This is an optimization exercise on Yosys and OpenROAD, whose aim is small area, not a production implementation.
Only simulation tests tie the RTL to the original design; equivalence was not proved.
The series may have gaps, and a smaller design here may also do less where the tests do not look.

==> run_1/flops_by_reg.png <==
Drawn at 2 px/µm.
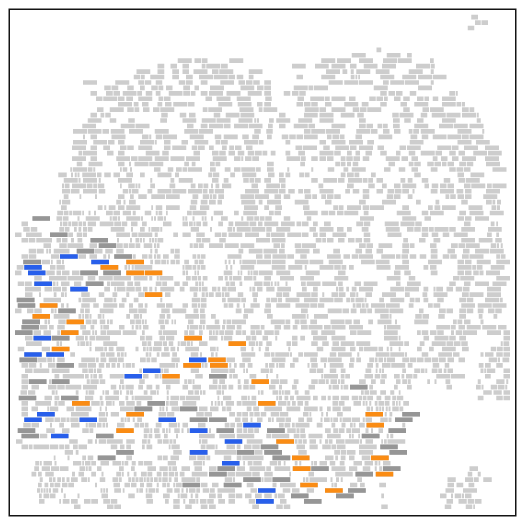
==> run_1/layer_met3.png <==
Drawn at 2 px/µm.
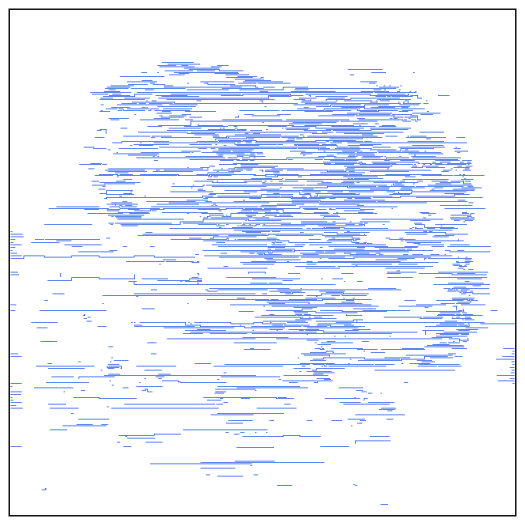
==> run_1/detail.png <==
Window x 174 to 204, y 174 to 204 µm. Cells in grey, sequential cells in the stronger grey; small squares are vias.
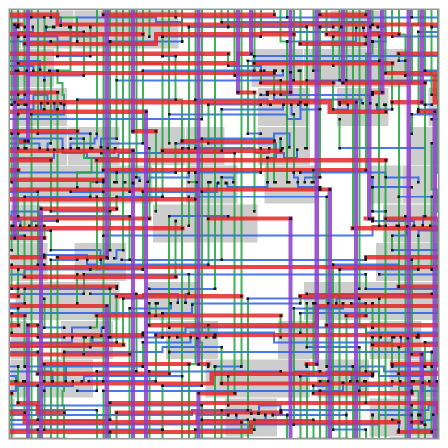
--- flow/design.v: outline only ---
// module flopren: 9 lines
// module mux4: 6 lines
// module mux2a: 5 lines
// module fdiv: 2529 lines
// module fdiv_fa: 4 lines
// module fdiv_ha: 4 lines
// module fdiv_hai: 4 lines
// module fdiv_xnor2: 3 lines
// module fdiv_or2: 3 lines
// module fdiv_aoi222: 3 lines
module fdiv (input  logic [31:0] N, D,
             input  logic [1:0] c1,
             input  logic [5:0] op,
             input  logic rm,
             input  logic reset,
             input  logic clk,
             output logic [31:0] Q);
  // ...
==> flow/run.sh <==
#!/bin/bash
# synth_recipe.tcl (not shown) runs the flow's synth.tcl, then flattens the netlist and writes it again
# the make line also repeats each setting of config.mk as NAME=value (left out here)
make -C /OpenROAD-flow-scripts/flow DESIGN_CONFIG=/design/flow/config.mk WORK_HOME=/design/flow/orfs CLKGATE_MAP_FILE= SYNTH_SCRIPT=/design/flow/synth_recipe.tcl finish
==> flow/config.mk <==
export PLATFORM = sky130hd
export DESIGN_NAME = fdiv
export DESIGN_NICKNAME = fdiv
export VERILOG_FILES = /design/flow/design.v
export SDC_FILE = /design/flow/constraint.sdc
export NUM_CORES = 4
export LEC_CHECK = 0
export CAP_MARGIN = 20
export CORE_MARGIN = 2
export CORE_UTILIZATION = 40
export SLEW_MARGIN = 20
export SYNTH_HIERARCHICAL = 1
export SYNTH_MINIMUM_KEEP_SIZE = 0
==> flow/constraint.sdc <==
create_clock -name core_clock -period 11.0 [get_ports {clk}]
set_input_delay 2.2000 -clock core_clock [delete_from_list [all_inputs] [get_ports {clk}]]
set_output_delay 2.2000 -clock core_clock [all_outputs]
set_load 0.01 [all_outputs]
==> results.py, run 1 <==
metrics = {
    "setup_path": {
        "crit_family": "compound AO/OA/AOI/OAI gates",
        "reg2reg_slack_ns": 0.78,
        "cp_num_buf_inv": 3,
        "required_ns": 8.80,
        "rr_worst_depth": 31,
        "startpoint_type": "primary input",
    },
    "clock_tree": {
        "cts.sinks": 114,
        "clock_latency_ns": 0.45,
        "htree_levels": 4,
        "clockBufferDepth": 2,
        "clk_pin_slew_ns": 0.06,
    },
    "routing": {
        "wl_per_cell_um": 33.7,
        "highest_layer": "met4",
        "drtPass1Iterations": 17,
        "route.met3.wl_mm": 16.9,
        "wl_met2_mm": 48.3,
        "drtIter0Drc": 7078,
        "route.detailed.drc": 0,
    },
    "timing": {
        "relSlewSlack_pct": 16.5,
        "fin_crit_ns": 10.55,
        "fin_crit_sh_pct": 95.9,
        "slew_violations": 0,
        "final.setup.tns_ns": 0,
        "rsz0062_at_grt": "false",
    },
    "die": {
        "dieWidth_um": 252,
    },
    "logic_synthesis": {
        "ys_ff_latch": 114,
        "synth_cell_types": 76,
        "async_flop_share_pct": 100,
        "synthCells": 2283,
        "synth_top_family_by_area": "adder cells",
        "synth_xor_area_share_pct": 3.80,
        "synth_area_leader_cell": "fa_1",
        "syn_avg_cell_area_um2": 10.8,
    },
    "global_routing": {
        "grt_usage_pct": 35.6,
    },
    "run_status": {
        "status": "no timing/DRC/antenna violations",
    },
    "layout": {
        "area_growth_pct": 18.2,
    },
    "job": {
        "max_cap_viol_count": 0,
    },
    "placement": {
        "place_area_um2": 28600,
    },
}
Notes on flops_by_reg.png above:
[regd] blue | flops: 24
[regc] orange | flops: 30
not coloured: 60
Sequential Area: 2850 µm²
Seq area share: 9.78%
final design utilization: 47.6%

Notes on layer_met3.png above:
nets with wire on the layer: 570
main direction: horizontal
WL final: 114 mm
vias post-DR: 25.6k
GR Layer Usage met3: 12.7%

Notes on detail.png above:
[metal 4] purple
[metal 2] green
[metal 1] blue
[metal 3] red
most frequent: a222oi_1 (26), fa_1 (8), buf_4 (4)
cells with their middle in the window: 40
sequential cells in the window: 0

run 1: placed cells by master, fill, tap and decap left out, types with 14 or more instances in the layout:
master           instances
inv_1                  133
nor2b_1                 14
buf_4                  207
nor3_1                  18
fa_1                   394
o22ai_1                 16
clkbuf_16               17
mux2_2                  70
and2_1                  14
xnor2_1                 82
or2_1                   27
a22o_1                  24
a21oi_1                 92
and3_1                  15
nand2_1                120
o21ai_0                 43
nor2b_2                 15
a222oi_1               439
clkdlybuf4s50_1        101
o211ai_1                22
xor2_1                  25
buf_12                  16
ha_1                   149
mux4_2                  23
nor2_1                  81
nand3_1                 16
dfrtp_1                114
a21o_1                  52
run 1: synth_stat cells, types with 6 or more instances:
cell type / count
or2_1: 27
nand3_1: 16
a2111oi_0: 11
and3_1: 15
a22o_1: 24
fa_1: 394
o21bai_1: 11
a222oi_1: 439
a211o_1: 6
a21oi_1: 96
mux2_2: 70
mux2i_1: 8
clkbuf_1: 45
nor2_1: 87
or3_1: 11
mux4_2: 23
ha_1: 149
xnor2_1: 82
o22ai_1: 19
nand2b_1: 12
nand2_1: 120
o2111ai_1: 7
and2_1: 16
nand4_1: 10
a21o_1: 52
a211oi_1: 10
a31o_2: 6
o21a_1: 13
inv_1: 134
nor2b_1: 37
nor3_1: 19
dfrtp_1: 114
a31oi_1: 13
xor2_1: 25
o211ai_1: 22
o21ai_0: 59
run 1: layout make-up:
cell class	count	area share, %
inverters	134	1.73
clock buffers	17	1.46
clock inverters	15	0.622
flip-flops and latches	114	9.78
diodes	1	0.00858
well taps	790	3.39
multi-input cells	1981	73.1
repair buffers	328	9.96
run 1: cells by family after synthesis:
logic type | after synthesis
AOI/OAI and AO/OA | 832
adders and majority gates | 544
and+or+nand+nor | 397
buffers and inverters | 188
DFF | 114
xor gates and xnor gates | 107
muxes | 101
run 1: routing by layer:
metal / vias to the layer above / track usage [%]
li1: 10100 / -
met1: 12500 / 43.6
met2: 2407 / 53.0
met3: 580 / 12.7
met4: 0 / 22.8
met5: - / 0
run 1: through the flow:
step                      hold slack, ns  utilization [%]  setup WS (ns)
final                              0.502             47.6          0.449
after global placement             0.483             46.6          0.713
after CTS                          0.504             47.5          0.467
after floorplan                    0.472                -          0.578
after detailed placement           0.492             46.6          0.506
after global routing               0.516             47.5         0.0744
--- run 2: outline of the changes from run 1 ---
flow/design.v: 2570 -> 2843 lines; modules unchanged: 9
  fdiv: edited, 2529 -> 2787 lines
  fdiv_aoi21: new, 3 lines
  fdiv_oai21: new, 3 lines
  fdiv_nor2: new, 3 lines
  fdiv_nand2: new, 3 lines
  fdiv_xor2: new, 3 lines
==> module fdiv_nor2 as of run 2 <==
module fdiv_nor2 (input logic a, b, output logic y);
  assign y = ~(a | b);
endmodule
==> module fdiv_aoi21 as of run 2 <==
module fdiv_aoi21 (input logic a1, a2, b1, output logic y);
  assign y = ~((a1 & a2) | b1);
endmodule
==> module fdiv_oai21 as of run 2 <==
module fdiv_oai21 (input logic a1, a2, b1, output logic y);
  assign y = ~((a1 | a2) & b1);
endmodule
==> module fdiv_nand2 as of run 2 <==
module fdiv_nand2 (input logic a, b, output logic y);
  assign y = ~(a & b);
endmodule
==> module fdiv_xor2 as of run 2 <==
module fdiv_xor2 (input logic a, b, output logic y);
  assign y = a ^ b;
endmodule
==> flow/flow/run.sh (new file) <==
#!/bin/bash
# The standard layout (standard.sh), with three changes to how it is made:
#  - the buffers put on the input and output ports are the smallest buffer cell (buf_1);
#  - global routing leaves more of met1 free (flow/fastroute.tcl), which eases pin access;
#  - after global routing, gates off the critical paths are downsized (ORFS RECOVER_POWER).
# make's full output goes to flow_make.log in the work folder; ORFS keeps each step's log
# under orfs/logs/.
set -euo pipefail
cd "$(dirname "$0")/.."
W=$(pwd)
export BUFFER_PORTS_ARGS="-buffer_cell sky130_fd_sc_hd__buf_1"
export FASTROUTE_TCL="$W/flow/fastroute.tcl"
export RECOVER_POWER=100
bash standard.sh "BUFFER_PORTS_ARGS=-buffer_cell sky130_fd_sc_hd__buf_1" \
  "FASTROUTE_TCL=$W/flow/fastroute.tcl" "RECOVER_POWER=100" finish > flow_make.log 2>&1
==> flow/flow/fastroute.tcl (new file) <==
# The platform's global-routing capacity adjustment, with more of met1 left free, so that the
# detailed router has room to reach the pins of the dense AOI cells.
set_global_routing_layer_adjustment $::env(MIN_ROUTING_LAYER)-$::env(MAX_ROUTING_LAYER) 0.2
set_global_routing_layer_adjustment met1 0.6
==> flow/standard.sh (new file) <==
#!/bin/bash
# synth_recipe.tcl (not shown) runs the flow's synth.tcl, then flattens the netlist and writes it again
# the make line also repeats each setting of config.mk as NAME=value (left out here)
make -C /OpenROAD-flow-scripts/flow DESIGN_CONFIG=/design/flow/config.mk WORK_HOME=/design/flow/orfs CLKGATE_MAP_FILE= SYNTH_SCRIPT=/design/flow/synth_recipe.tcl "${@:-finish}"
--- a/flow/config.mk
+++ b/flow/config.mk
@@ -8,5 +8,5 @@
 export CAP_MARGIN = 20
 export CORE_MARGIN = 2
-export CORE_UTILIZATION = 40
+export CORE_UTILIZATION = 55
 export SLEW_MARGIN = 20
 export SYNTH_HIERARCHICAL = 1
removed: flow/run.sh
==> run_2/routing.png <==
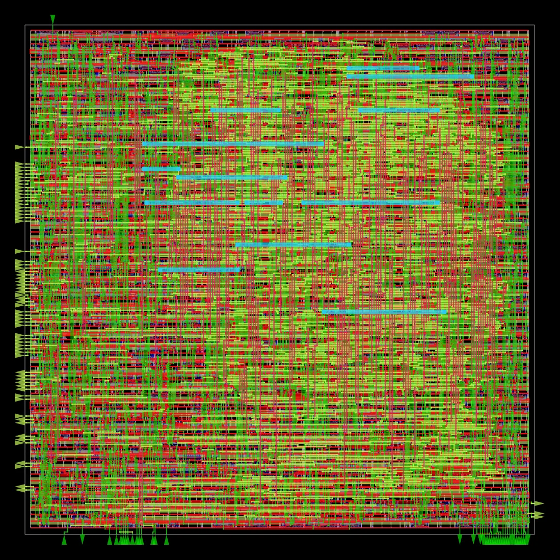
Top Layer Used: met5
met2 WL: 41.6 mm
overall global routing resource usage: 58.3%
vias post-DR: 23.4k

==> run_2/flops_by_reg.png <==
Drawn at 2 px/µm.
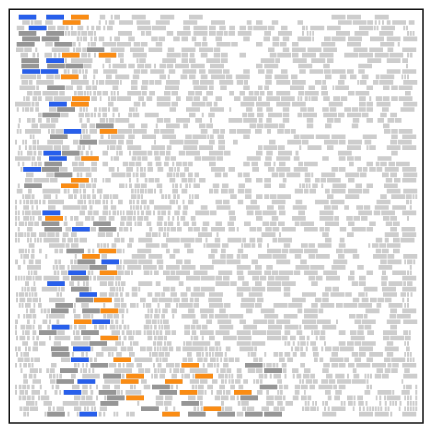
[regd] blue | flops: 24
[regc] orange | flops: 30
not coloured: 60
final design utilization: 61.7%
Seq area share: 11.4%

==> run_2/layer_met3.png <==
Drawn at 2 px/µm.
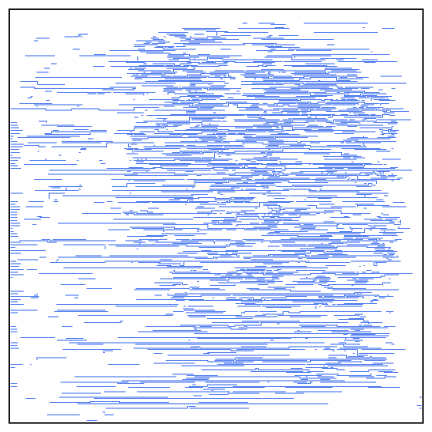
WL final: 99.4 mm
GR Layer Usage met3: 46.4%

==> run_2/detail.png <==
Window x 140 to 170, y 140 to 170 µm. Cells in grey, sequential cells in the stronger grey; small squares are vias.
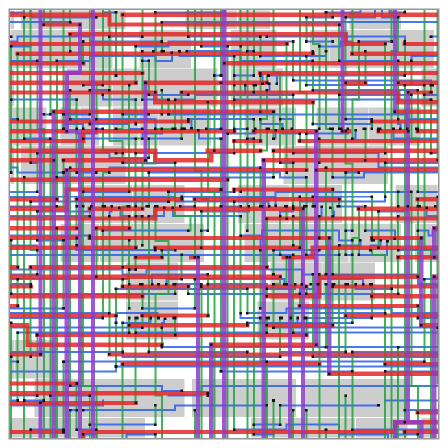

==> run 2 against run 1 <==
Compared with the run above: now fails the layout checks on capacitance limit, slew limit; synthesized cell count shrank 6.9%; critical endpoint is now rega[24]; critical path depth grew 7; sequential cell count is the same; setup slack lost 0.047 ns; highest routed layer is now met5; via count shrank 8.6%; register-to-register slack gained 1.5 ns; design area shrank 14%; largest cell class unchanged; maximum frequency shrank 0.44%; global-route usage grew 23 points.
==> results.py, run 2 <==
metrics = {
    "run_status": {
        "status": "finished with violations",
        "check-failures": "capacitance limit, slew limit",
    },
    "die": {
        "dieWidth_um": 206,
    },
    "timing": {
        "fin_crit_ns": 10.60,
        "final.setup.tns_ns": 0,
        "fin_crit_sh_pct": 96.3,
        "layout_setup_ws_ns": 0.402,
        "slew_violations": 96,
        "relSlewSlack_pct": -107,
    },
    "placement": {
        "dp_slack_ns": 0.311,
    },
    "layout": {
        "layout_commonest_cell": "a222oi_1",
        "n_antenna_cell": 0,
        "area_growth_pct": 11.3,
    },
    "logic_synthesis": {
        "ys_ff_latch": 114,
        "synthCells": 2125,
        "synth_most_common_cell": "a222oi_1",
        "synthTopCellsByCount": "a222oi_1, fa_1, nand2_1, nor2_1, dfrtp_1",
        "syn_avg_cell_area_um2": 10.6,
        "synth_cell_types": 58,
        "synth_area_leader_cell": "fa_1",
    },
    "clock_tree": {
        "clk_pin_slew_ns": 0.06,
        "clockBufferDepth": 2,
        "cts.sinks": 114,
    },
    "routing": {
        "drtPass1Iterations": 19,
        "wl_per_cell_um": 34.4,
    },
    "setup_path": {
        "crit_family": "compound AO/OA/AOI/OAI gates",
        "required_ns": 11.31,
        "startpoint_type": "primary input",
        "cp_num_buf_inv": 4,
        "reg2reg_slack_ns": 2.30,
    },
    "job": {
        "max_cap_viol_count": 2,
    },
}
[run 2: what timing repair did]
item,in CTS,in global routing
resized for setup,0,1
endpoints found under the setup margin,0,70
buffers inserted,0,0
[run 2: logic make-up (layout without fill, tap and decap cells)]
| group | after synthesis | in the layout | share of synthesized area (%) |
|---|---|---|---|
| xor+xnor | 189 | 189 | 7.36 |
| mux | 97 | 97 | 5.99 |
| flops | 114 | 114 | 12.7 |
| buf+inv | 111 | 342 | 1.98 |
| simple gates | 509 | 509 | 10.3 |
| compound gates | 718 | 718 | 27.8 |
| fa+ha+maj | 387 | 387 | 33.8 |
[run 2: cell type report]
type                       count  area, µm²
clock inverter                11        130
multi-input combinational   1900      19200
inverter                      65        245
fill                        3479      15500
clock buffer                  20        457
timing repair buffer         246       1450
tap                          532        666
sequential                   114       2850
[run 2: worst register-to-register path: cells and delay by family, from the launching register on]
family | cells | cell delay, ns
AOI/OAI and AO/OA | 15 | 3.09
adders and majority gates | 5 | 2.51
xor gates and xnor gates | 3 | 1.56
DFF | 1 | 0.46
buffers and inverters | 2 | 0.39
muxes | 1 | 0.30
and+or+nand+nor | 2 | 0.24
[run 2: per-layer routing]
layer / up-vias / GRT usage (%) / share of wire [%]
li1: 9068 / - / -
met1: 11100 / 80.2 / 30
met2: 2485 / 71.1 / 42
met3: 674 / 46.4 / 19
met4: 26 / 34.5 / 8.9
met5: - / 16.3 / 0.50
[run 2: metrics by stage]
| step | area, µm² | utilization [%] | hold WS, ns |
|---|---|---|---|
| floorplan | 22500 | - | 0.475 |
| global placement | 24500 | 60.4 | 0.485 |
| detailed placement | 24500 | 60.4 | 0.494 |
| CTS | 25100 | 61.9 | 0.506 |
| global route | 25000 | 61.7 | 0.518 |
| finish | 25000 | 61.7 | 0.506 |
--- run 3 (diff from run 2) ---
--- a/flow/config.mk
+++ b/flow/config.mk
@@ -9,4 +9,5 @@
 export CORE_MARGIN = 2
 export CORE_UTILIZATION = 55
+export CTS_BUF_LIST = sky130_fd_sc_hd__clkbuf_8
 export SLEW_MARGIN = 20
 export SYNTH_HIERARCHICAL = 1
==> run 3 against run 2 <==
Compared with the run above: the layout still fails its checks (capacitance limit, slew limit); setup slack worse by 0.036 ns; core utilization down 0.48 points; synthesized cell count is the same; via count is 0.93% lower; die area did not move; first-iteration DRC count down 1.8%; synthesized area stayed put; clock skew fell by 0.0023 ns; clock-buffer cell count shrank 1; critical path type unchanged; largest cell class unchanged; highest routed layer unchanged.
==> results.py, run 3 <==
metrics = {
    "timing": {
        "fin_crit_sh_pct": 96.7,
        "fin_crit_ns": 10.63,
        "final.setup.tns_ns": 0,
        "relSlewSlack_pct": -106,
        "slew_violations": 96,
    },
    "setup_path": {
        "required_ns": 11.32,
        "reg2reg_slack_ns": 2.26,
        "startpoint_type": "primary input",
    },
    "job": {
        "max_cap_viol_count": 2,
    },
    "run_status": {
        "status": "finished with violations",
        "check-failures": "capacitance limit, slew limit",
    },
    "global_routing": {
        "grt_use_met1_pct": 80.5,
        "met3_usage_pct": 45.4,
        "grt_usage_pct": 57.9,
    },
    "routing": {
        "dr_total_vias": 23200,
        "drtPass1Iterations": 23,
        "drt_wl_total_mm": 98.5,
    },
    "layout": {
        "multi_input_area_um2": 19200,
        "regArea_um2": 2850,
        "fill_cells": 3512,
    },
    "logic_synthesis": {
        "ys_ff_latch": 114,
        "syn_avg_cell_area_um2": 10.6,
        "synth_most_common_cell": "a222oi_1",
        "synthTopCellsByCount": "a222oi_1, fa_1, nand2_1, nor2_1, dfrtp_1",
        "synthCells": 2125,
    },
    "clock_tree": {
        "cts.sinks": 114,
        "clockBufferDepth": 2,
    },
}
==> run 3: layout make-up <==
class                           instances  share of cell area [%]
Multi-Input combinational cell       1900                    77.4
Sequential cell                       114                    11.5
Timing Repair Buffer                  246                    5.83
Tap cell                              532                    2.68
Clock buffer                           19                    1.05
Inverter                               65                   0.987
Clock inverter                         12                   0.539
Antenna cell                            2                  0.0201
==> run 3: critical path, delay by kind of cell <==
kind	cells	cell delay, ns
and+or+nand+nor	2	0.29
xor gates and xnor gates	3	1.37
adders and majority gates	5	2.51
buffers and inverters	4	0.91
AOI/OAI and AO/OA	16	3.35
muxes	1	0.30
==> run 3: cells by family after synthesis <==
group | synth area share [%]
compound gates | 27.8
simple gates | 10.3
fa+ha+maj | 33.8
xor+xnor | 7.36
flops | 12.7
buf+inv | 1.98
mux | 5.99
==> run 3: metal layers <==
| layer | up-vias | routed length (µm) |
|---|---|---|
| met5 | - | 288 |
| met3 | 678 | 18300 |
| li1 | 9067 | - |
| met2 | 2450 | 41200 |
| met4 | 10 | 8770 |
| met1 | 11000 | 29800 |
==> run 3: per-stage QoR <==
step	cells	hold WS [ns]	utilization [%]	worst slack (ns)	instance area [µm²]
after floorplan	2125	0.475	-	0.0334	22500
after global placement	2856	0.485	60.4	0.414	24500
after detailed placement	2856	0.494	60.4	0.311	24500
after CTS	2887	0.511	61.4	0.735	24900
after global routing	2889	0.524	61.2	0.0496	24800
final	2890	0.508	61.2	0.366	24800
==> run_3/layer_met3.png <==
Drawn at 2 px/µm.
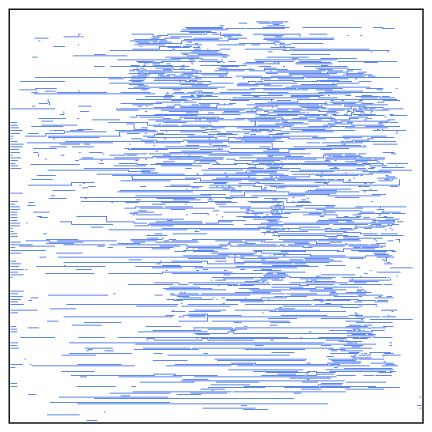
longest straight run: 127 µm
wire length on this layer: 18300 µm

==> run_3/flops_by_reg.png <==
Drawn at 2 px/µm.
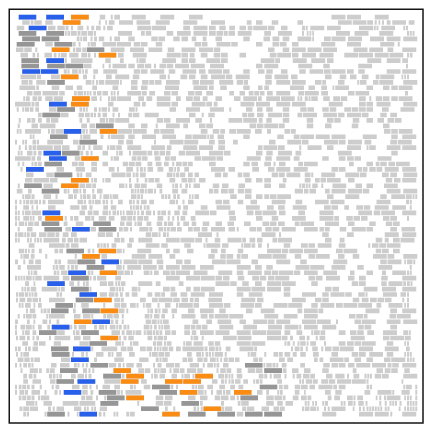
final design utilization: 61.2%
Seq area share: 11.5%

==> run_3/metal_density.png <==
Drawn at 2 px/µm. 21 x 21 tiles, from dark blue (low) to red (high), scaled to the fullest tile. Values are wire area over tile area, all layers added.
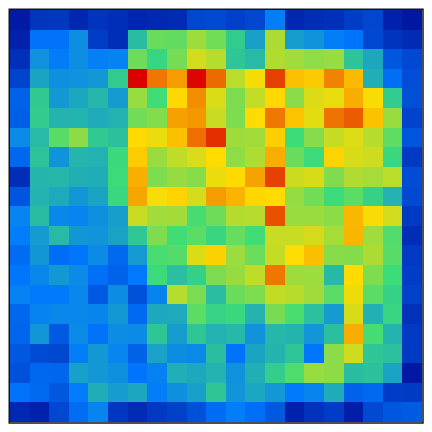
fullest tile: 1.0
emptiest ninth of the die: south-west
mean over tiles: 0.45
tiles over half the peak: 39%

==> run_3/detail.png <==
Window x 140 to 170, y 140 to 170 µm. Cells in grey, sequential cells in the stronger grey; small squares are vias.
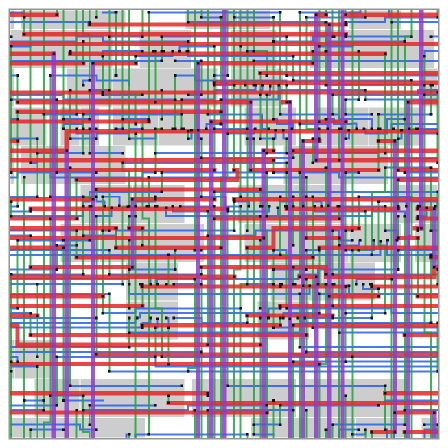
[metal 4] purple
[metal 2] green
[metal 1] blue
[metal 3] red
cells with their middle in the window: 41
sequential cells in the window: 0
most frequent: a222oi_1 (19), fa_1 (12), nand2_1 (3)

[separate check: timing with driven ports]
How much do the figures lean on ideal ports? The routed layouts below were timed once more, with nothing changed but the port constraints. Step 1 sets driving cells, clkbuf_16 on the clock port and buf_2 on the other inputs (assumed; they add their load-dependent delay and slew). Step 2 times the ports against the registers' clock, not the clock port: input delays grow and output delays shrink by t, the midpoint of the rising clock arrivals with the driver on. Three values: ideal, step 1, step 2; two values: the first two.
run	shift t [ns]	setup WS [ns]	clock arrival spread, ns
run 1	0.493	0.449 / 0.421 / 0.325	0.013 / 0.013
run 2	0.476	0.402 / 0.416 / -0.059	0.023 / 0.023
run 3	0.479	0.366 / 0.368 / -0.112	0.020 / 0.021
The setup slack of run 3, which loses most, moves by +0.002 ns with the drivers and by -0.478 ns with both steps.
